From an optimization exercise on the open Yosys and OpenROAD flow, aimed at small area and a short achievable clock period; shortcuts taken in it are not production practice.
Only simulation tests tie the RTL to the original design; equivalence was not proved.
Some runs may be left out. An edit can pass the tests and still lose a function that they never use.

[flow/config.mk]
export PLATFORM = sky130hd
export DESIGN_NAME = ALU
export DESIGN_NICKNAME = ALU
export VERILOG_FILES = /design/flow/design.v
export SDC_FILE = /design/flow/constraint.sdc
export NUM_CORES = 4
export LEC_CHECK = 0
export CAP_MARGIN = 20
export CORE_MARGIN = 2
export CORE_UTILIZATION = 35
export CTS_CLUSTER_DIAMETER = 50
export CTS_CLUSTER_SIZE = 6
export SLEW_MARGIN = 20
[flow/constraint.sdc]
create_clock -name core_clock -period 150.0 [get_ports {clk}]
set_input_delay 30.0000 -clock core_clock [delete_from_list [all_inputs] [get_ports {clk}]]
set_output_delay 30.0000 -clock core_clock [all_outputs]
set_load 0.01 [all_outputs]
[flow/design.v]
package riscv_pkg;
parameter I_WIDTH   = 32;
parameter PC_WIDTH  = I_WIDTH;
parameter IMM_WIDTH = 12;
parameter RS_WIDTH  = 5;
	typedef struct packed
		{
			logic        [I_WIDTH-1:0] rsu;
			logic  signed [I_WIDTH-1:0] rs;
		} rs_type;
typedef struct packed {
logic[24:0] data;
logic[6:0]  opcode;
}instr_type;
typedef logic [I_WIDTH-1:0] riscVDat;		
typedef logic [PC_WIDTH-1:0] PC;
typedef logic [4:0]	        rdAdr;
typedef logic [4:0]	        rsAdr;
typedef logic [3-1:0]        func3;
typedef logic [6:0]	        func7;
typedef logic [6:0]	        Opcode;
typedef logic [11:0]         tgh;
typedef logic [19:0]	 immediate;		
parameter  loadType     = 7'b0000011;
parameter  storeType    = 7'b0100011;
parameter  ALUTypeI     = 7'b0010011;
parameter  ALUTypeR     = 7'b0110011;
parameter  branchType   = 7'b0110011;
parameter  jumpType     = 7'b110x111;
parameter  luiType      = 7'b0110111;
parameter  auipcType    = 7'b0010111;
parameter R_TYPE = 7'b0110011;
parameter I_TYPE = 7'b0010011;
parameter S_TYPE = 7'b0100011;
parameter B_TYPE = 7'b1100011;
parameter U_TYPE = 7'b0x10111;
parameter J_TYPE = 7'b1101111;
parameter FENCE  = 7'b0001111;
parameter E_TYPE = 7'b1110011;
parameter func3 ADDI      = 3'b000;
parameter func3 SLLI      = 3'b001;
parameter func3 SLTI      = 3'b010;
parameter func3 SLTIU     = 3'b011;
parameter func3 XORI      = 3'b100;
parameter func3 SRLI_SRAI = 3'b101;
parameter func3 ORI       = 3'b110;
parameter func3 ANDI      = 3'b111;
typedef enum bit[2:0] {MUL,MULH,MULHSU,MULHU,DIV,DIVU,REM,REMU}      alu_m_ops_t;    
parameter func3 ADD_SUB  = 3'b000;
parameter func3 SLL      = 3'b001;
parameter func3 SLT      = 3'b010;
parameter func3 SLTU     = 3'b011;
parameter func3 XOR      = 3'b100;
parameter func3 SRL_SRA  = 3'b101;
parameter func3 OR       = 3'b110;
parameter func3 AND      = 3'b111;
endpackage
import riscv_pkg::*;
module ALU 
#(
	parameter ALU_WIDTH=32
)
(
	input 						  clk,
	input 						  rst_n,
	input 						  opcodeValid,
	input  [7-1:0] 			  opcode,
	input  [3-1:0] 			  f3,
	input  [12-1:0]			  imm,
   input [ALU_WIDTH-1:0]	  rs1,
   input [ALU_WIDTH-1:0]	  rs2,		
	output [ALU_WIDTH-1:0]	  aluOut
);
	logic [ALU_WIDTH-1 : 0] alu_result_d;
	logic [ALU_WIDTH-1 : 0] alu_result_q;
	parameter ALU_I_OP  = 7'b0010011;
	parameter ALU_R_OP  = 7'b0110011;	
	logic [7-1:0] f7;
	logic alu_m_op;
	always_comb
	begin
		if(opcode == ALU_R_OP)
		begin
			f7 =   imm[11:5];
		end
		else
		begin
			f7  = '0;
		end
	end
	assign alu_m_op = f7[0];
	logic [ALU_WIDTH-1:0] immSE;
	assign immSE = {{(ALU_WIDTH-12){imm[11]}},imm};
	riscv_pkg::rs_type rs1SU;
	riscv_pkg::rs_type rs2SU;
	assign rs1SU.rsu = rs1;
	assign rs1SU.rs  = $signed(rs1);
	assign rs2SU.rsu = rs2;
	assign rs2SU.rs  = $signed(rs2);
	logic [ALU_WIDTH*2-1:0] mul_res;
	logic [ALU_WIDTH : 0] mulInA, mulInB;
	always_comb
	begin
		if(alu_m_op & (opcode == ALU_R_OP))	
		begin
			case(f3)
			MUL,MULHU:    
				begin
					mulInA = {1'b0,rs1};
					mulInB = {1'b0,rs2};
				end
			MULH:  
				begin
					mulInA = {rs1[ALU_WIDTH-1],rs1};
					mulInB = {rs2[ALU_WIDTH-1],rs2};
				end			
			MULHSU: 
				begin
					mulInA = {rs1[ALU_WIDTH-1],rs1};
					mulInB = {1'b0,rs2};
				end			   			
			default:
				begin
					mulInA = '0;
					mulInB = '0;
				end
			endcase
		end
		else 
		begin
			mulInA = '0;
			mulInB = '0;		
		end
	end
	logic [ALU_WIDTH*2+1:0] mul_full;
	assign mul_full = $signed(mulInA) * $signed(mulInB);
	assign mul_res  = mul_full[ALU_WIDTH*2-1:0];
	logic [ALU_WIDTH*2-1:0] div_res;
	logic [ALU_WIDTH-1 : 0] divInA, divInB;
	always_comb
	begin
			if(alu_m_op & (opcode == ALU_R_OP))
			begin
				case(f3)
					DIV:     
						begin
							divInA = rs1[ALU_WIDTH-1] ? -rs1 : rs1;
							divInB = rs2[ALU_WIDTH-1] ? -rs2 : rs2;
						end
					DIVU:
						begin
							divInA = rs1;
							divInB = rs2;
						end
					default:
						begin
							divInA = '0;
							divInB = '0;
						end					
				endcase
			end
			else
			begin
				divInA = '0;
				divInB = '0;			
			end
		end
	logic [ALU_WIDTH-1 : 0] div_mag;
	logic                   div_neg;
	assign div_mag = divInA / divInB;
	assign div_neg = (f3 == DIV) & (rs1[ALU_WIDTH-1] ^ rs2[ALU_WIDTH-1]);
	assign div_res[ALU_WIDTH-1:0]           = (divInB == '0) ? '1 : (div_neg ? -div_mag : div_mag);
	assign div_res[ALU_WIDTH*2-1:ALU_WIDTH] = '0;
	logic [ALU_WIDTH-1:0] rem_res;
	logic [ALU_WIDTH-1 : 0] remInA, remInB;
		always_comb
		begin
			if(alu_m_op & (opcode == ALU_R_OP))
			begin
				case(f3)
					REM:     
						begin
							remInA = rs1[ALU_WIDTH-1] ? -rs1 : rs1;
							remInB = rs2[ALU_WIDTH-1] ? -rs2 : rs2;
						end
					REMU:
						begin
							remInA = rs1;
							remInB = rs2;
						end
					default:
						begin
							remInA = '0;
							remInB = '0;
						end					
				endcase
			end
			else
			begin
				remInA = '0;
				remInB = '0;
			end			
		end
	logic [ALU_WIDTH-1 : 0] rem_mag;
	logic                   rem_neg;
	assign rem_mag = remInA % remInB;
	assign rem_neg = (f3 == REM) & rs1[ALU_WIDTH-1];
	assign rem_res = (remInB == '0) ? rs1 : (rem_neg ? -rem_mag : rem_mag);
always_comb
begin
	alu_result_d = '0;
	if (opcode==ALU_I_OP)
	begin
		case(f3)
			ADDI:      alu_result_d = rs1 + immSE;  
			SLLI:      alu_result_d = rs1 << imm[4:0];
			SLTI:      alu_result_d = ($signed(immSE) > $signed(rs1))? 1 : '0;  
			SLTIU:     alu_result_d = (immSE > rs1)? 1 : '0;
			XORI:      alu_result_d = rs1 ^ immSE;
			SRLI_SRAI: 
				begin
					if(imm[10])  
					begin
						alu_result_d = $signed(rs1) >>> imm[4:0];
					end
					else  
					begin
						alu_result_d = rs1 >> imm[4:0];						
					end
				end
			ORI:       alu_result_d = rs1 | immSE;
			ANDI:      alu_result_d = rs1 & immSE;
			default:   alu_result_d = '0;
		endcase
	end
	else if(opcode==ALU_R_OP)
	begin
			if(alu_m_op)
			begin
				case(f3)
					MUL:     alu_result_d = mul_res[ALU_WIDTH-1:0];
					MULH:    alu_result_d = mul_res[ALU_WIDTH*2-1:ALU_WIDTH];
					MULHSU:  alu_result_d = mul_res[ALU_WIDTH*2-1:ALU_WIDTH];
					MULHU:   alu_result_d = mul_res[ALU_WIDTH*2-1:ALU_WIDTH];
					DIV:     alu_result_d = div_res[ALU_WIDTH-1:0];
					DIVU:    alu_result_d = div_res[ALU_WIDTH-1:0];
					REM:     alu_result_d = rem_res;
					REMU:    alu_result_d = rem_res;
					default: alu_result_d ='0;
				endcase
			end
			else begin
					case(f3)
						ADD_SUB: 
							begin
								if(f7[5])
								begin
									alu_result_d = rs1 - rs2;  
								end
								else
								begin
									alu_result_d = rs1 + rs2;  
								end
							end
						SLL:     alu_result_d = rs1 << rs2[4:0];
						SLT:     alu_result_d = ($signed(rs2) > $signed(rs1))? 1 : 0;
						SLTU:    alu_result_d = (rs2 > rs1)? 1 : 0;
						XOR:     alu_result_d = rs1 ^ rs2;
						SRL_SRA: 
								begin
									if(f7[5])
									begin
										alu_result_d = $signed(rs1) >>> rs2[4:0];  
									end
									else
									begin
										alu_result_d = rs1 >> rs2[4:0];  
									end
								end
						OR:      alu_result_d = rs1 | rs2;
						AND:     alu_result_d = rs1 & rs2;
						default: alu_result_d = '0;
					endcase
			end			
		end
	end
	always@(posedge clk or negedge rst_n)
	begin
		if(~rst_n)
		begin
			alu_result_q <= 'd0;
		end
		else 
		begin
			alu_result_q <= alu_result_d;
		end
	end
	assign aluOut = alu_result_q;
endmodule
[flow/run.sh]
#!/bin/bash
# synth_recipe.tcl (not shown) runs the flow's synth.tcl, then flattens the netlist and writes it again
# the make line also repeats each setting of config.mk as NAME=value (left out here)
make -C /OpenROAD-flow-scripts/flow DESIGN_CONFIG=/design/flow/config.mk WORK_HOME=/design/flow/orfs CLKGATE_MAP_FILE= SYNTH_SCRIPT=/design/flow/synth_recipe.tcl finish
run_1/layer_met1.png
Scale bar: 200 um.
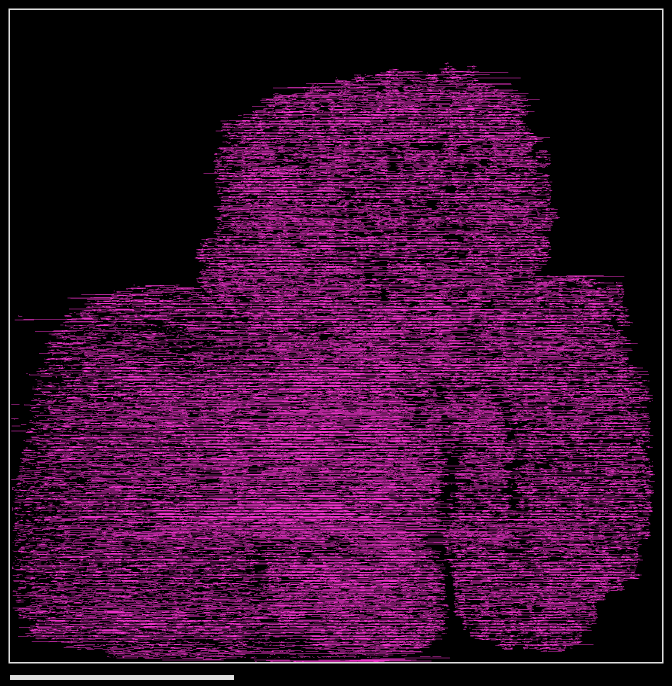
nets with wire on the layer: 17527
wire length on this layer: 221 mm
share of all routed wire: 38%
drt total wl: 578000 um
met1 GRT Util: 0.408

run_1/layer_met2.png
Scale bar: 200 um.
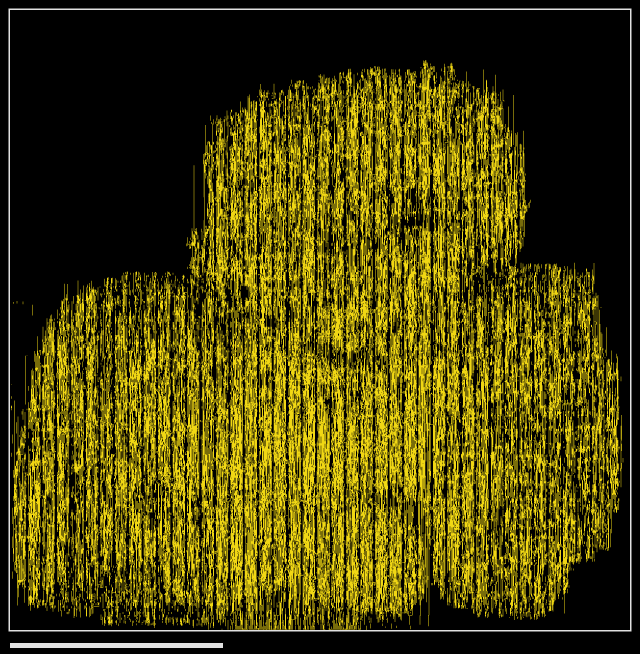
longest straight run: 121 um
main direction: vertical
share of all routed wire: 41%
nets with wire on the layer: 15289
M2 GR Usage: 0.485
Via Count: 128k

run_1/layer_met3.png
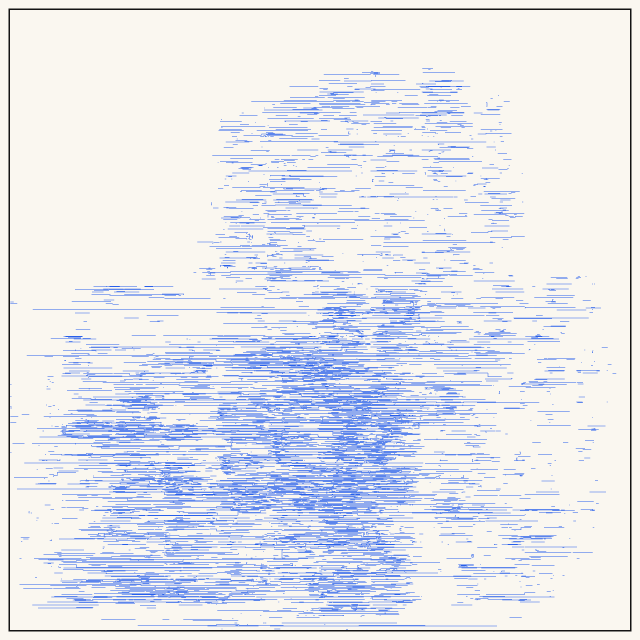
nets with wire on the layer: 1900
wire length on this layer: 72.5 mm
main direction: horizontal
share of all routed wire: 13%
longest straight run: 303 um
M3 GR Usage: 0.111

==> flow_summary.yaml, run 1 <==
global_routing:
  grt_pass1_vias: 120000
  grt_max_degree: 147
  antenna_found_initial: 62
  grt_pass1_wl_um: 834000
  grt_use_total: 0.331
  grt_overflow: 0
logic_synthesis:
  yosys_warnings: 1
  yosysSeqAreaShare: 0.00685
  synth_area_sq_mm: 0.117
  synth_compound_area_frac: 0.245
  synthMuxAreaShare: 0.0366
  synthSimpleGateAreaFrac: 0.216
  avgSynthCellArea_sq_um: 7.23
  synth_adder_area_share: 0.354
  synth_xor_area_frac: 0.0677
  syn_inst: 16200
  synth_fp_nets: 18900
  ys.flop_type: "dfrtp_1"
  synth-edff-count: 0
  synth_top_family_by_area: "adder cells"
  async_flop_share: 1.00
  yosysUniqueCellTypes: 121
  synth_seq_cells: 32
layout:
  largest_reg_flops: 32
  reg.largest.list: "alu_result_q x32"
  layout_commonest_cell: "nand2_1"
  regMostFlops: "alu_result_q"
  layout_common_cells: "1979 x nand2_1, 1516 x nor2_1, 1499 x ha_1"
  drive_above_1_share: 0.0653
  synthToLayoutAreaGrowth_pct: 6.76
  stdcell_count: 20400
  post-route-util: 0.375
  fin_nets: 18700
  n_fill_cell: 35500
sta:
  setup_viol: 0
  grt_setup_unrepaired: "no"
  fmax_ghz: 0.00754
  maxSlewHeadroom: 0.110
  worstMarginPinSlew_ns: 1.32
  fin_crit_sh: 0.884
  slew_viol_final: 0
  setup_slack_ns: 17.33
  setup_tns_ns: 0
  finalCriticalPeriod_ns: 132.67
  hold_viol: 0
detailed_routing:
  via_per_inst: 6.26
  first_pass_iters: 9
  drc: 0
  dr.first_iter.drc_count: 15200
  wl_per_cell_um: 28.3
  ant_nets: 0
clock_network:
  path_clk_slew_ns: 0.06
  cts_tree: "built"
  cts_max_path_buffers: 2
  cts_made_buffers: 5
  cts_resized: 0
  ctsHtreeMaxLevel: 2
  cts_setup_buffers: 0
  cts_root_buffer: "clkbuf_16"
  clkSinkCount: 32
  hold_buffers: 0
floorplanning:
  ioPinCount: 121
  die_area_sq_mm: 0.338
  fp.dieW_um: 582
  num_rows: 212
  initial_core_util: 0.351
  fp.dieH_um: 582
  coreArea_sq_mm: 0.333
outcome:
  outcome: "complete, no violations"
placed_design:
  pre_cts_slack_ns: 20.59
  dpl.hpwl_um: 447000
  numPortBuffers: 119
  place.gp.congestion: 1.13
  dp_cells: 20300
worst_setup_path:
  cp.required_ns: 150.01
  crit_arrival_ns: 132.68
  end_kind: "flip-flop"
  path_max_fanout: 48
  worstSetupPathType: "in -> reg"
  cp_common_cell: "ha_1"
  slowest_stage: "o31ai_1"
  crit_path_start_kind: "primary input"
  max_stage_delay_ns: 1.03
min_path:
  holdCritPathClass: "in -> async"
run:
  drv_cap: 0
[run 1: cells by family after synthesis]
kind of cell	Yosys count
xor gates and xnor gates	902
adders and majority gates	2628
AOI/OAI and AO/OA	4402
DFF	32
and+or+nand+nor	5530
muxes	359
buffers and inverters	2310
[run 1: final timing paths]
check | from | end | cells past startpoint
max | rs2[14] | alu_result_q[23] | 332
max in group asynchronous | rst_n | alu_result_q[30] | 1
min in group core_clock | opcode[6] | alu_result_q[0] | 4
min | rst_n | alu_result_q[1] | 1
[run 1: critical path, delay by kind of cell]
family	cells	cell delay (ns)
compound gates	167	52.11
simple gates	106	31.09
fa+ha+maj	31	9.85
buf+inv	23	7.08
mux	4	1.21
xor+xnor	1	0.98
[run 1: routing by layer]
layer / up-vias / global-route usage / routed length [um]
li1: 56500 / - / -
met1: 61300 / 0.408 / 221000
met2: 7732 / 0.485 / 235000
met3: 2040 / 0.111 / 72500
met4: 38 / 0.220 / 49000
met5: - / 0.0102 / 715
[run 1: layout make-up]
cell class                 count  area (sq um)  share of cell area
antenna                       45           113            0.000903
multi-input combinational  13800        108000               0.865
timing repair buffer         603          4700              0.0377
inverter                    1493          5610              0.0449
tap                         4387          5490              0.0440
sequential                    32           801             0.00642
clock buffer                   6           129             0.00103
clock inverter                 2          35.0            0.000281
[run 1: cells in the mapped netlist (332+ instances only)]
cell / instances / area share
nand2_1: 1989 / 0.064
nor2_1: 1530 / 0.049
ha_1: 1499 / 0.16
inv_1: 1468 / 0.047
a21oi_1: 1173 / 0.050
fa_1: 1129 / 0.19
o21ai_0: 982 / 0.042
clkbuf_1: 651 / 0.021
xnor2_1: 590 / 0.044
nor3_1: 495 / 0.021
a21o_1: 347 / 0.022
o21a_1: 332 / 0.021
[run 1: stage by stage]
stage          cell area (sq um)  hold slack (ns)
2_1_floorplan             117000            29.70
3_5_place_dp              124000            30.14
5_1_grt                   125000            29.86
3_3_place_gp              124000            30.14
4_1_cts                   125000            29.82
6_report                  125000            29.80
run_1/layout.png
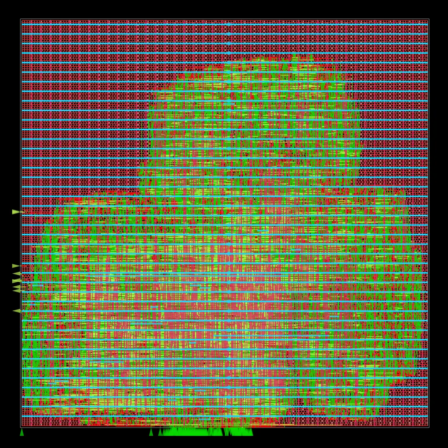

## Run 2: large edit since run 1, in outline
flow/design.v: 299 -> 1993 lines; modules unchanged: 0
  ALU: edited, 241 -> 80 lines
  udiv32: new, 28 lines
  bmul33: new, 1828 lines
==> module udiv32 as of run 2 <==
module udiv32(input [31:0] a, input [31:0] d, output [31:0] q, output [31:0] r);
	wire [31:0] rem_s [0:32];
	assign rem_s[32] = 32'd0;
	genvar k;
	generate for (k = 31; k >= 0; k = k - 1) begin : row
		localparam W = 32 - k;
		wire [W-1:0] t;
		if (W == 1) begin : w1
			assign t = a[k];
		end else begin : wn
			assign t = {rem_s[k+1][W-2:0], a[k]};
		end
		wire [W:0] diff = {1'b0, t} - {1'b0, d[W-1:0]};
		wire dhz;
		if (k == 0) begin : z0
			assign dhz = 1'b1;
		end else begin : zn
			assign dhz = ~|d[31:W];
		end
		assign q[k] = ~diff[W] & dhz;
		if (W == 32) begin : f
			assign rem_s[k] = q[k] ? diff[W-1:0] : t;
		end else begin : nf
			assign rem_s[k] = {{(32-W){1'b0}}, q[k] ? diff[W-1:0] : t};
		end
	end endgenerate
	assign r = rem_s[0];
endmodule
==> module ALU as of run 2 <==
module ALU
#(
	parameter ALU_WIDTH=32
)
(
	input                     clk,
	input                     rst_n,
	input                     opcodeValid,
	input  [7-1:0]            opcode,
	input  [3-1:0]            f3,
	input  [12-1:0]           imm,
	input  [ALU_WIDTH-1:0]    rs1,
	input  [ALU_WIDTH-1:0]    rs2,
	output [ALU_WIDTH-1:0]    aluOut
);
	localparam [6:0] ALU_I_OP = 7'b0010011;
	localparam [6:0] ALU_R_OP = 7'b0110011;
	wire is_i = (opcode == ALU_I_OP);
	wire is_r = (opcode == ALU_R_OP);
	wire is_m = is_r & imm[5];           
	wire f7_5 = imm[10];                 
	wire [31:0] op2 = is_r ? rs2 : {{20{imm[11]}}, imm};
	wire        sub = f3[1] | (is_r & f7_5);
	wire [32:0] sum = {1'b0, rs1} + {1'b0, op2 ^ {32{sub}}} + {32'd0, sub};
	wire        ltu = ~sum[32];
	wire        lts = ltu ^ rs1[31] ^ op2[31];
	wire [4:0]  sh = op2[4:0];
	wire        left = ~f3[2];
	wire [31:0] rs1_rev;
	genvar gi;
	generate for (gi = 0; gi < 32; gi = gi + 1) begin : rev1
		assign rs1_rev[gi] = rs1[31-gi];
	end endgenerate
	wire [31:0] sh_in = left ? rs1_rev : rs1;
	wire        sh_fill = ~left & f7_5 & rs1[31];
	wire [31:0] sh_r = $signed({sh_fill, sh_in}) >>> sh;
	wire [31:0] sh_out;
	generate for (gi = 0; gi < 32; gi = gi + 1) begin : rev2
		assign sh_out[gi] = left ? sh_r[31-gi] : sh_r[gi];
	end endgenerate
	wire        m_sa = f3[0] ^ f3[1];    
	wire        m_sb = f3[0] & ~f3[1];   
	wire [63:0] prod;
	bmul33 u_mul (.x({m_sa & rs1[31], rs1}), .y({m_sb & rs2[31], rs2}), .p(prod));
	wire [31:0] mul_out = (f3[1:0] == 2'b00) ? prod[31:0] : prod[63:32];
	wire        d_signed = ~f3[0];
	wire        na = d_signed & rs1[31];
	wire        nb = d_signed & rs2[31];
	wire [31:0] ua = na ? -rs1 : rs1;
	wire [31:0] ub = nb ? -rs2 : rs2;
	wire [31:0] quo, rem;
	udiv32 u_div (.a(ua), .d(ub), .q(quo), .r(rem));
	wire        is_rem = f3[1];
	wire        b_zero = (rs2 == 32'd0);
	wire        d_neg = is_rem ? na : ((na ^ nb) & ~b_zero);
	wire [31:0] d_mag = is_rem ? rem : quo;
	wire [31:0] div_out = d_neg ? -d_mag : d_mag;
	reg [31:0] alu_result_d;
	always @* begin
		alu_result_d = 32'd0;
		if (is_m)
			alu_result_d = f3[2] ? div_out : mul_out;
		else if (is_i | is_r)
			case (f3)
				3'd0: alu_result_d = sum[31:0];
				3'd1: alu_result_d = sh_out;
				3'd2: alu_result_d = {31'd0, lts};
				3'd3: alu_result_d = {31'd0, ltu};
				3'd4: alu_result_d = rs1 ^ op2;
				3'd5: alu_result_d = sh_out;
				3'd6: alu_result_d = rs1 | op2;
				default: alu_result_d = rs1 & op2;
			endcase
	end
	reg [31:0] alu_result_q;
	always @(posedge clk or negedge rst_n)
		if (!rst_n) alu_result_q <= 32'd0;
		else        alu_result_q <= alu_result_d;
	assign aluOut = alu_result_q;
endmodule
--- a/flow/config.mk
+++ b/flow/config.mk
@@ -6,4 +6,5 @@
 export NUM_CORES = 4
 export LEC_CHECK = 0
+export ABC_AREA = 1
 export CAP_MARGIN = 20
 export CORE_MARGIN = 2
run_2/layout.png
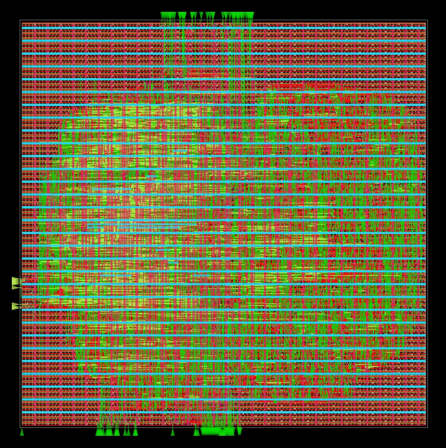
Final Non-Filler Cells: 11.9k
IO Pins: 121
die width: 433 um

run_2/layer_met3.png
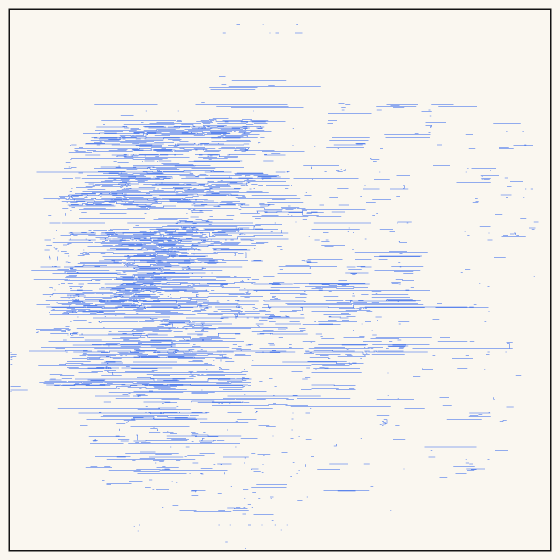
wire length on this layer: 28.6 mm
longest straight run: 156 um
share of all routed wire: 10%
M3 GR Usage: 0.0732
drt total wl: 280000 um
Via Count: 67.6k

==> run 2 against run 1 <==
Compared with the run above: die area shrank 45%; setup slack gained 17 ns; critical endpoint is now alu_result_q[26]; still clean on timing, DRC and antenna; fmax grew 15%; core utilization shrank 0.21 points.
==> flow_summary.yaml, run 2 <==
logic_synthesis:
  async_flop_share: 1.00
  avgSynthCellArea_sq_um: 6.73
  synth_top_area_frac: 0.171
  yosys_warnings: 2
  synth_common_cells: "1825 x nand2_1, 1293 x inv_1, 821 x xor2_1"
  synth_fp_nets: 10900
  yosysTopAreaCell: "fa_1"
  synth_seq_cells: 32
  ys.flop_type: "dfrtp_1"
  netlist_top_cells_area: "fa_1 17%, ha_1 14%, xor2_1 11%"
  yosysUniqueCellTypes: 89
  synth_area_sq_mm: 0.0644
  synth-edff-count: 0
  syn_inst: 9557
  synth_most_common_cell: "nand2_1"
  yosysSeqAreaShare: 0.0124
worst_setup_path:
  worstSetupPathType: "in -> reg"
  crit_arrival_ns: 115.30
  path_max_fanout: 53
  cp_common_cell: "nand2_1"
  cpLargestDelayFamily: "compound AO/OA/AOI/OAI gates"
  path_buf_inv: 66
  cp.required_ns: 150.13
  max_stage_delay_ns: 0.81
  crit_path_start_kind: "primary input"
  slowest_stage: "inv_1"
clock_network:
  cts_resized: 0
  cts_root_buffer: "clkbuf_16"
  cts_setup_buffers: 0
  path_clk_slew_ns: 0.05
  cts_made_buffers: 5
  ctsHtreeMaxLevel: 2
  hold_buffers: 0
  cts_tree: "built"
detailed_routing:
  first_pass_iters: 8
  drc: 0
  dr.first_iter.drc_count: 6793
  ant_nets: 0
layout:
  largest_reg_flops: 32
  layout_common_cells: "1820 x nand2_1, 1278 x inv_1, 816 x xor2_1"
  drive_above_1_share: 0.0775
  fin_nets: 10800
  reg.largest.list: "alu_result_q x32"
  synthToLayoutAreaGrowth_pct: 5.89
  layout_commonest_cell: "nand2_1"
floorplanning:
  die_area_sq_mm: 0.187
  initial_core_util: 0.352
  num_rows: 157
global_routing:
  grt_pass1_wl_um: 414000
  grt_pass1_vias: 65700
  grt_use_total: 0.291
  grt_max_degree: 79
  grt_overflow: 0
  antenna_found_initial: 16
sta:
  fin_crit_sh: 0.768
  finalCriticalPeriod_ns: 115.17
  slew_viol_final: 0
  grt_setup_unrepaired: "no"
  worstMarginPinSlew_ns: 1.12
  holdWs_ns: 30.11
  maxSlewHeadroom: 0.247
  fmax_ghz: 0.00868
  setup_tns_ns: 0
  setup_slack_ns: 34.83
  hold_viol: 0
run:
  drv_cap: 0
placed_design:
  numPortBuffers: 119
  dp_cells: 11900
  dpl.hpwl_um: 206000
  place.gp.congestion: 0.978
  pre_cts_slack_ns: 35.53
outcome:
  outcome: "complete, no violations"
min_path:
  holdCritPathClass: "in -> async"
run_2/congestion.png
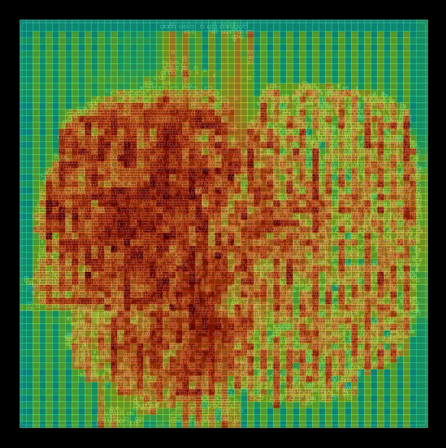
fin util: 0.373
M2 GR Usage: 0.473
wire per inst: 23.5 um

## run 2: per-stage QoR
stage                util  instance area (sq um)
floorplan               -                  64400
global placement    0.371                  67900
detailed placement  0.371                  67900
CTS                 0.372                  68100
global route        0.373                  68100
finish              0.373                  68100
## run 2: kinds of logic after synthesis
logic type | synth area share
adders and majority gates | 0.308
muxes | 0.00146
AOI/OAI and AO/OA | 0.199
DFF | 0.0124
and+or+nand+nor | 0.228
buffers and inverters | 0.118
xor gates and xnor gates | 0.133
## run 2: path summary, 6_finish.rpt
kind                        start                to  depth (start not counted)
setup / recovery           rs1[0]  alu_result_q[26]                        471
hold / removal              rst_n  alu_result_q[19]                          2
max in group asynchronous   rst_n  alu_result_q[28]                          2
min in group core_clock     f3[2]  alu_result_q[28]                          6
## run 2: metal layers
layer | GRT usage | wire length [um]
met1 | 0.342 | 104000
met3 | 0.0732 | 28600
met2 | 0.473 | 124000
met5 | 0.00859 | 321
met4 | 0.184 | 22100
## run 2: final cells by class
class	count	area [sq um]
tap	2464	3080
antenna	9	22.5
timing repair buffer	325	2730
inverter	1371	5190
fill	19500	115000
sequential	32	801
clock inverter	3	42.5
clock buffer	5	125
multi-input combinational	7692	56200
run_2/layer_met4.png
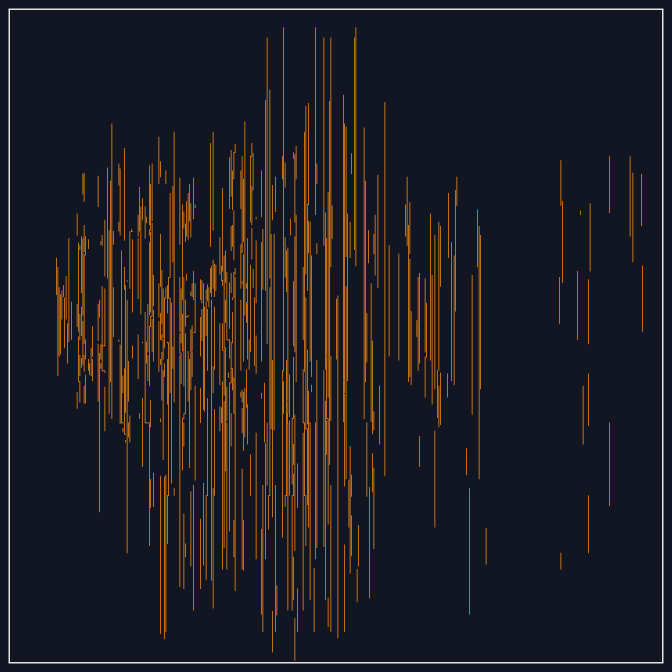

==> run 3: changes to the inputs <==
--- a/flow/design.v
+++ b/flow/design.v
@@ -78,40 +78,43 @@
 	wire f7_5 = imm[10];                 
 	wire [31:0] op2 = is_r ? rs2 : {{20{imm[11]}}, imm};
 	wire        sub = f3[1] | (is_r & f7_5);
-	wire [32:0] sum = {1'b0, rs1} + {1'b0, op2 ^ {32{sub}}} + {32'd0, sub};
-	wire        ltu = ~sum[32];
+	wire [31:0] op2x = op2 ^ {32{sub}};
+	wire [32:0] cy;
+	wire [31:0] sum;
+	assign cy[0] = sub;
+	genvar gi;
+	generate for (gi = 0; gi < 32; gi = gi + 1) begin : add
+		assign sum[gi]  = rs1[gi] ^ op2x[gi] ^ cy[gi];
+		assign cy[gi+1] = (rs1[gi] & op2x[gi]) | (rs1[gi] & cy[gi]) | (op2x[gi] & cy[gi]);
+	end endgenerate
+	wire        ltu = ~cy[32];
 	wire        lts = ltu ^ rs1[31] ^ op2[31];
 	wire [4:0]  sh = op2[4:0];
 	wire        left = ~f3[2];
-	wire [31:0] rs1_rev;
-	genvar gi;
-	generate for (gi = 0; gi < 32; gi = gi + 1) begin : rev1
-		assign rs1_rev[gi] = rs1[31-gi];
-	end endgenerate
-	wire [31:0] sh_in = left ? rs1_rev : rs1;
-	wire        sh_fill = ~left & f7_5 & rs1[31];
-	wire [31:0] sh_r = $signed({sh_fill, sh_in}) >>> sh;
-	wire [31:0] sh_out;
-	generate for (gi = 0; gi < 32; gi = gi + 1) begin : rev2
-		assign sh_out[gi] = left ? sh_r[31-gi] : sh_r[gi];
-	end endgenerate
-	wire        m_sa = f3[0] ^ f3[1];    
-	wire        m_sb = f3[0] & ~f3[1];   
+	wire        sh_zero = (sh == 5'd0);
+	wire [4:0]  sh_e = left ? sh : (5'd0 - sh);
+	wire [31:0] sh_hot = 32'd1 << sh_e;
+	wire        use_low = is_m ? (f3[1:0] == 2'b00) : (left | sh_zero);
+	wire        m_sa = is_m ? (f3[0] ^ f3[1]) : (f7_5 & rs1[31] & ~left) ;
+	wire        m_sb = is_m & f3[0] & ~f3[1];
+	wire [32:0] m_y  = is_m ? {m_sb & rs2[31], rs2} : {1'b0, sh_hot};
 	wire [63:0] prod;
-	bmul33 u_mul (.x({m_sa & rs1[31], rs1}), .y({m_sb & rs2[31], rs2}), .p(prod));
-	wire [31:0] mul_out = (f3[1:0] == 2'b00) ? prod[31:0] : prod[63:32];
+	bmul33 u_mul (.x({m_sa & rs1[31], rs1}), .y(m_y), .p(prod));
+	wire [31:0] mul_out = use_low ? prod[31:0] : prod[63:32];
 	wire        d_signed = ~f3[0];
 	wire        na = d_signed & rs1[31];
 	wire        nb = d_signed & rs2[31];
-	wire [31:0] ua = na ? -rs1 : rs1;
-	wire [31:0] ub = nb ? -rs2 : rs2;
+	wire [31:0] ua, ub;
+	cneg32 u_nega (.x(rs1), .s(na), .y(ua));
+	cneg32 u_negb (.x(rs2), .s(nb), .y(ub));
 	wire [31:0] quo, rem;
 	udiv32 u_div (.a(ua), .d(ub), .q(quo), .r(rem));
 	wire        is_rem = f3[1];
 	wire        b_zero = (rs2 == 32'd0);
 	wire        d_neg = is_rem ? na : ((na ^ nb) & ~b_zero);
 	wire [31:0] d_mag = is_rem ? rem : quo;
-	wire [31:0] div_out = d_neg ? -d_mag : d_mag;
+	wire [31:0] div_out;
+	cneg32 u_negd (.x(d_mag), .s(d_neg), .y(div_out));
 	reg [31:0] alu_result_d;
 	always @* begin
 		alu_result_d = 32'd0;
@@ -120,11 +123,11 @@
 		else if (is_i | is_r)
 			case (f3)
 				3'd0: alu_result_d = sum[31:0];
-				3'd1: alu_result_d = sh_out;
+				3'd1: alu_result_d = mul_out;
 				3'd2: alu_result_d = {31'd0, lts};
 				3'd3: alu_result_d = {31'd0, ltu};
 				3'd4: alu_result_d = rs1 ^ op2;
-				3'd5: alu_result_d = sh_out;
+				3'd5: alu_result_d = mul_out;
 				3'd6: alu_result_d = rs1 | op2;
 				default: alu_result_d = rs1 & op2;
 			endcase
@@ -135,6 +138,24 @@
 		else        alu_result_q <= alu_result_d;
 	assign aluOut = alu_result_q;
 endmodule
+module cneg32(input [31:0] x, input s, output [31:0] y);
+	wire [31:0] lo [0:5];        
+	assign lo[0] = x;
+	genvar l, j;
+	generate for (l = 0; l < 5; l = l + 1) begin : lvl
+		for (j = 0; j < 32; j = j + 1) begin : b
+			if (j >= (1 << l)) begin : m
+				assign lo[l+1][j] = lo[l][j] | lo[l][j - (1 << l)];
+			end else begin : p
+				assign lo[l+1][j] = lo[l][j];
+			end
+		end
+	end endgenerate
+	assign y[0] = x[0];
+	generate for (j = 1; j < 32; j = j + 1) begin : o
+		assign y[j] = x[j] ^ (s & lo[5][j-1]);
+	end endgenerate
+endmodule
 module udiv32(input [31:0] a, input [31:0] d, output [31:0] q, output [31:0] r);
 	wire [31:0] rem_s [0:32];
 	assign rem_s[32] = 32'd0;
--- a/flow/config.mk
+++ b/flow/config.mk
@@ -8,7 +8,7 @@
 export ABC_AREA = 1
 export CAP_MARGIN = 20
 export CORE_MARGIN = 2
-export CORE_UTILIZATION = 35
+export CORE_UTILIZATION = 65
 export CTS_CLUSTER_DIAMETER = 50
 export CTS_CLUSTER_SIZE = 6
 export SLEW_MARGIN = 20
run_3/layer_met4.png
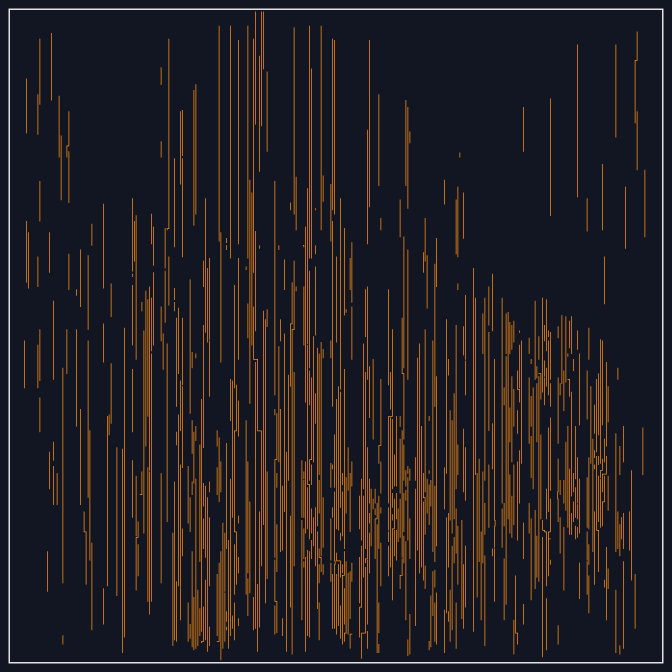
longest straight run: 173 um
nets with wire on the layer: 334
Via Count: 65.9k
drt total wl: 244000 um

run_3/layer_met3.png
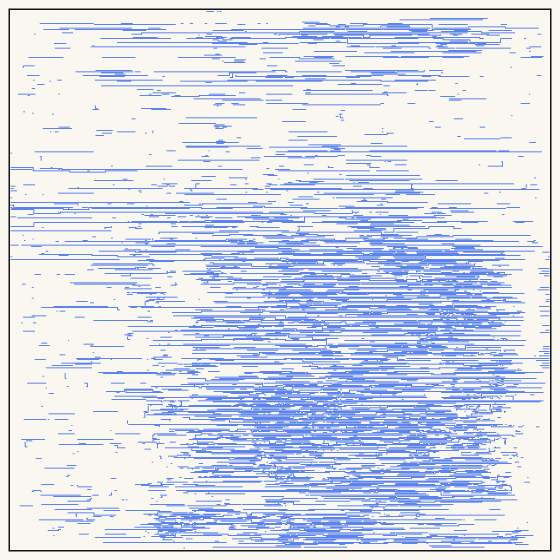
wire length on this layer: 40.0 mm
main direction: horizontal
nets with wire on the layer: 937
M3 GR Usage: 0.232

run_3/layer_met1.png
Scale bar: 100 um.
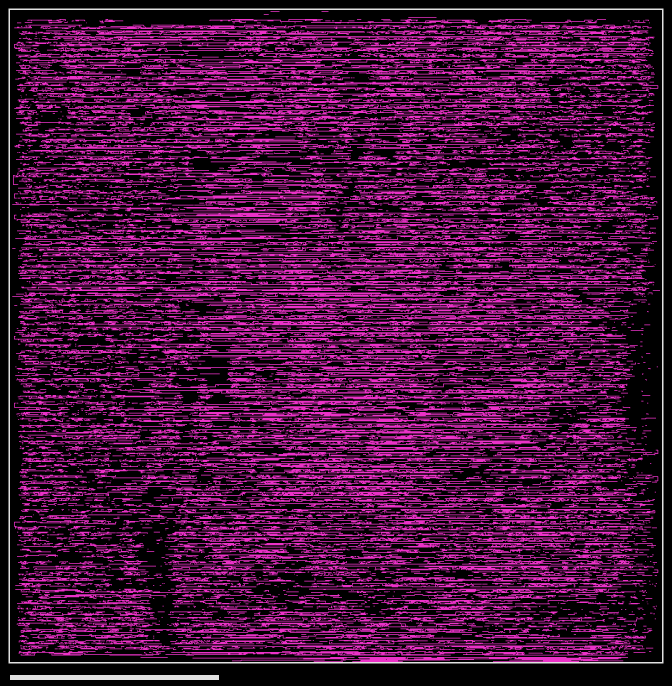
met1 GRT Util: 0.582

==> run 3 against run 2 <==
Compared with the run above: die area decreased by 48%; non-clock buffer count decreased by 26; wire length decreased by 13%; final area decreased by 6.1%; critical path depth decreased by 5; fmax increased by 0.19%; via count decreased by 2.6%; clock-buffer cell count unchanged; synthesized cell count decreased by 4.5%; synthesized area decreased by 4.6%; highest routed layer unchanged.
==> flow_summary.yaml, run 3 <==
outcome:
  outcome: "complete, no violations"
detailed_routing:
  drc: 0
  ant_nets: 0
  wl_per_cell_um: 23.7
  dr.first_iter.drc_count: 7373
  via_per_inst: 6.40
  first_pass_iters: 10
floorplanning:
  die_area_sq_mm: 0.0969
  fp.dieH_um: 311
  num_rows: 112
  ioPinCount: 121
  initial_core_util: 0.657
  fp.dieW_um: 311
  coreArea_sq_mm: 0.0935
worst_setup_path:
  end_kind: "flip-flop"
  slowest_stage: "clkinv_1"
  cp_common_cell: "nand2_1"
  path_max_fanout: 47
  worstSetupStartpoint: "rs1[0]"
  worstSetupPathType: "in -> reg"
  crit_path_start_kind: "primary input"
  cp.required_ns: 150.11
  crit_arrival_ns: 115.06
  max_stage_delay_ns: 0.81
clock_network:
  ctsHtreeMaxLevel: 2
  cts_tree: "built"
  cts_resized: 0
  cts_max_path_buffers: 2
  cts_made_buffers: 5
  path_clk_slew_ns: 0.06
  cts_root_buffer: "clkbuf_16"
  clkSinkCount: 32
  hold_buffers: 0
  cts_setup_buffers: 0
layout:
  layout_commonest_cell: "nand2_1"
  fin_nets: 10300
  largest_reg_flops: 32
  synthToLayoutAreaGrowth_pct: 4.27
  layout_common_cells: "1843 x nand2_1, 1334 x inv_1, 790 x xor2_1"
  post-route-util: 0.685
  final_cell_area_sq_mm: 0.0640
  stdcell_count: 10300
  drive_above_1_share: 0.0649
  regMostFlops: "alu_result_q"
  reg.largest.list: "alu_result_q x32"
logic_synthesis:
  synth_fp_nets: 10400
  yosysTopAreaCell: "fa_1"
  ys.flop_type: "dfrtp_1"
  avgSynthCellArea_sq_um: 6.73
  synth_top_area_frac: 0.189
  async_flop_share: 1.00
  synth_seq_cells: 32
  synth_common_cells: "1844 x nand2_1, 1335 x inv_1, 793 x xor2_1"
  synth-edff-count: 0
  synth_area_sq_mm: 0.0614
  yosys_warnings: 3
  syn_inst: 9124
  yosysSeqAreaShare: 0.0130
  yosysUniqueCellTypes: 78
  synth_most_common_cell: "nand2_1"
  netlist_top_cells_area: "fa_1 19%, ha_1 13%, xor2_1 11%"
sta:
  maxSlewHeadroom: 0.270
  hold_viol: 0
  fin_crit_sh: 0.766
  setup_tns_ns: 0
  holdWs_ns: 29.80
  setup_viol: 0
  finalCriticalPeriod_ns: 114.95
  worstMarginPinSlew_ns: 1.09
  setup_slack_ns: 35.05
  fmax_ghz: 0.00870
  slew_viol_final: 0
  grt_setup_unrepaired: "no"
placed_design:
  dpl.hpwl_um: 183000
  place.gp.congestion: 1.09
  pre_cts_slack_ns: 36.87
  dp_cells: 10300
  numPortBuffers: 119
  placed_area_sq_mm: 0.0638
global_routing:
  grt_pass1_vias: 62600
  antenna_found_initial: 22
  grt_use_total: 0.488
  grt_overflow: 0
  grt_max_degree: 64
  grt_pass1_wl_um: 365000
min_path:
  holdCritPathClass: "in -> async"
run:
  drv_cap: 0
## run 3: cell count changes after synthesis, sizes merged, moves of 17 or more
cell	previous run	this run
buf	162	138
xnor2	157	174
inv	1338	1385
nand3	506	485
a221oi	13	33
nand2	1955	1919
a21oi	727	635
ha	706	657
o211ai	61	85
xor2	822	795
clkbuf	297	266
fa	549	579
o21ai	672	430
## run 3: worst paths after layout
| check | endpoint | slack, ns | depth (start not counted) |
|---|---|---|---|
| min in group core_clock | alu_result_q[1] | 30.47 | 5 |
| hold / removal | alu_result_q[23] | 29.80 | 1 |
| setup / recovery | alu_result_q[27] | 35.05 | 466 |
| max in group asynchronous | alu_result_q[11] | 119.68 | 1 |
## run 3: logic make-up (layout without fill, tap and decap cells)
logic type | after synthesis | in the layout | synth area share
simple gates | 3184 | 3184 | 0.229
compound gates | 1868 | 1868 | 0.178
buf+inv | 1828 | 1727 | 0.117
fa+ha+maj | 1236 | 1236 | 0.323
xor+xnor | 969 | 969 | 0.138
flops | 32 | 32 | 0.0130
mux | 7 | 7 | 0.00114
other cells | 0 | 10 | 0
## run 3: routing by layer
| layer | track usage | part of all wire | up-vias |
|---|---|---|---|
| li1 | - | - | 29600 |
| met1 | 0.582 | 0.36 | 30400 |
| met2 | 0.703 | 0.39 | 4417 |
| met3 | 0.232 | 0.16 | 1363 |
| met4 | 0.302 | 0.083 | 34 |
| met5 | 0.0287 | 0.0025 | - |
## run 3: cell type report
class                           instances  area (sq um)
Sequential cell                        32           801
Clock buffer                            5           125
Clock inverter                          3          23.8
Fill cell                            8455         29400
Timing Repair Buffer                  299          2530
Antenna cell                           10          25.0
Multi-Input combinational cell       7264         53600
Tap cell                             1254          1570
Inverter                             1420          5340
## run 3: critical path: cells and delay by family
kind / cells / cell delay [ns]
XOR/XNOR: 6 / 0.77
buffers and inverters: 59 / 12.02
AO/OA/AOI/OAI: 132 / 27.59
AND/OR/NAND/NOR: 237 / 33.88
adder cells (fa/ha/maj): 32 / 10.61

[port drivers added, routing unchanged]
Ports are ideal in the flow. The routed layouts listed here were re-timed in OpenROAD.
Step 1 sets driving cells, clkbuf_16 on the clock port and buf_2 on the other inputs (assumed; they add their load-dependent delay and slew).
Step 2 moves the port delays by t, midway between the first and last clock arrival at a register: inputs arrive t later, outputs are due t later. That takes back most of the time a late clock gives input paths.
a / b / c = no drivers / after step 1 / after step 2; a / b = the first two.
run | t (ns) | setup WS [ns] | worst slew at a driven data input, ns
run 1 | 0.352 | 17.332 / 17.344 / 16.992 | 0.28
run 2 | 0.300 | 34.831 / 34.835 / 34.535 | 0.10
run 3 | 0.351 | 35.047 / 34.978 / 34.627 | 0.20
After both steps setup and hold are still met in every run listed. For run 3, which loses most, drivers alone change the setup slack by -0.069 ns; drivers and shift together by -0.420 ns.
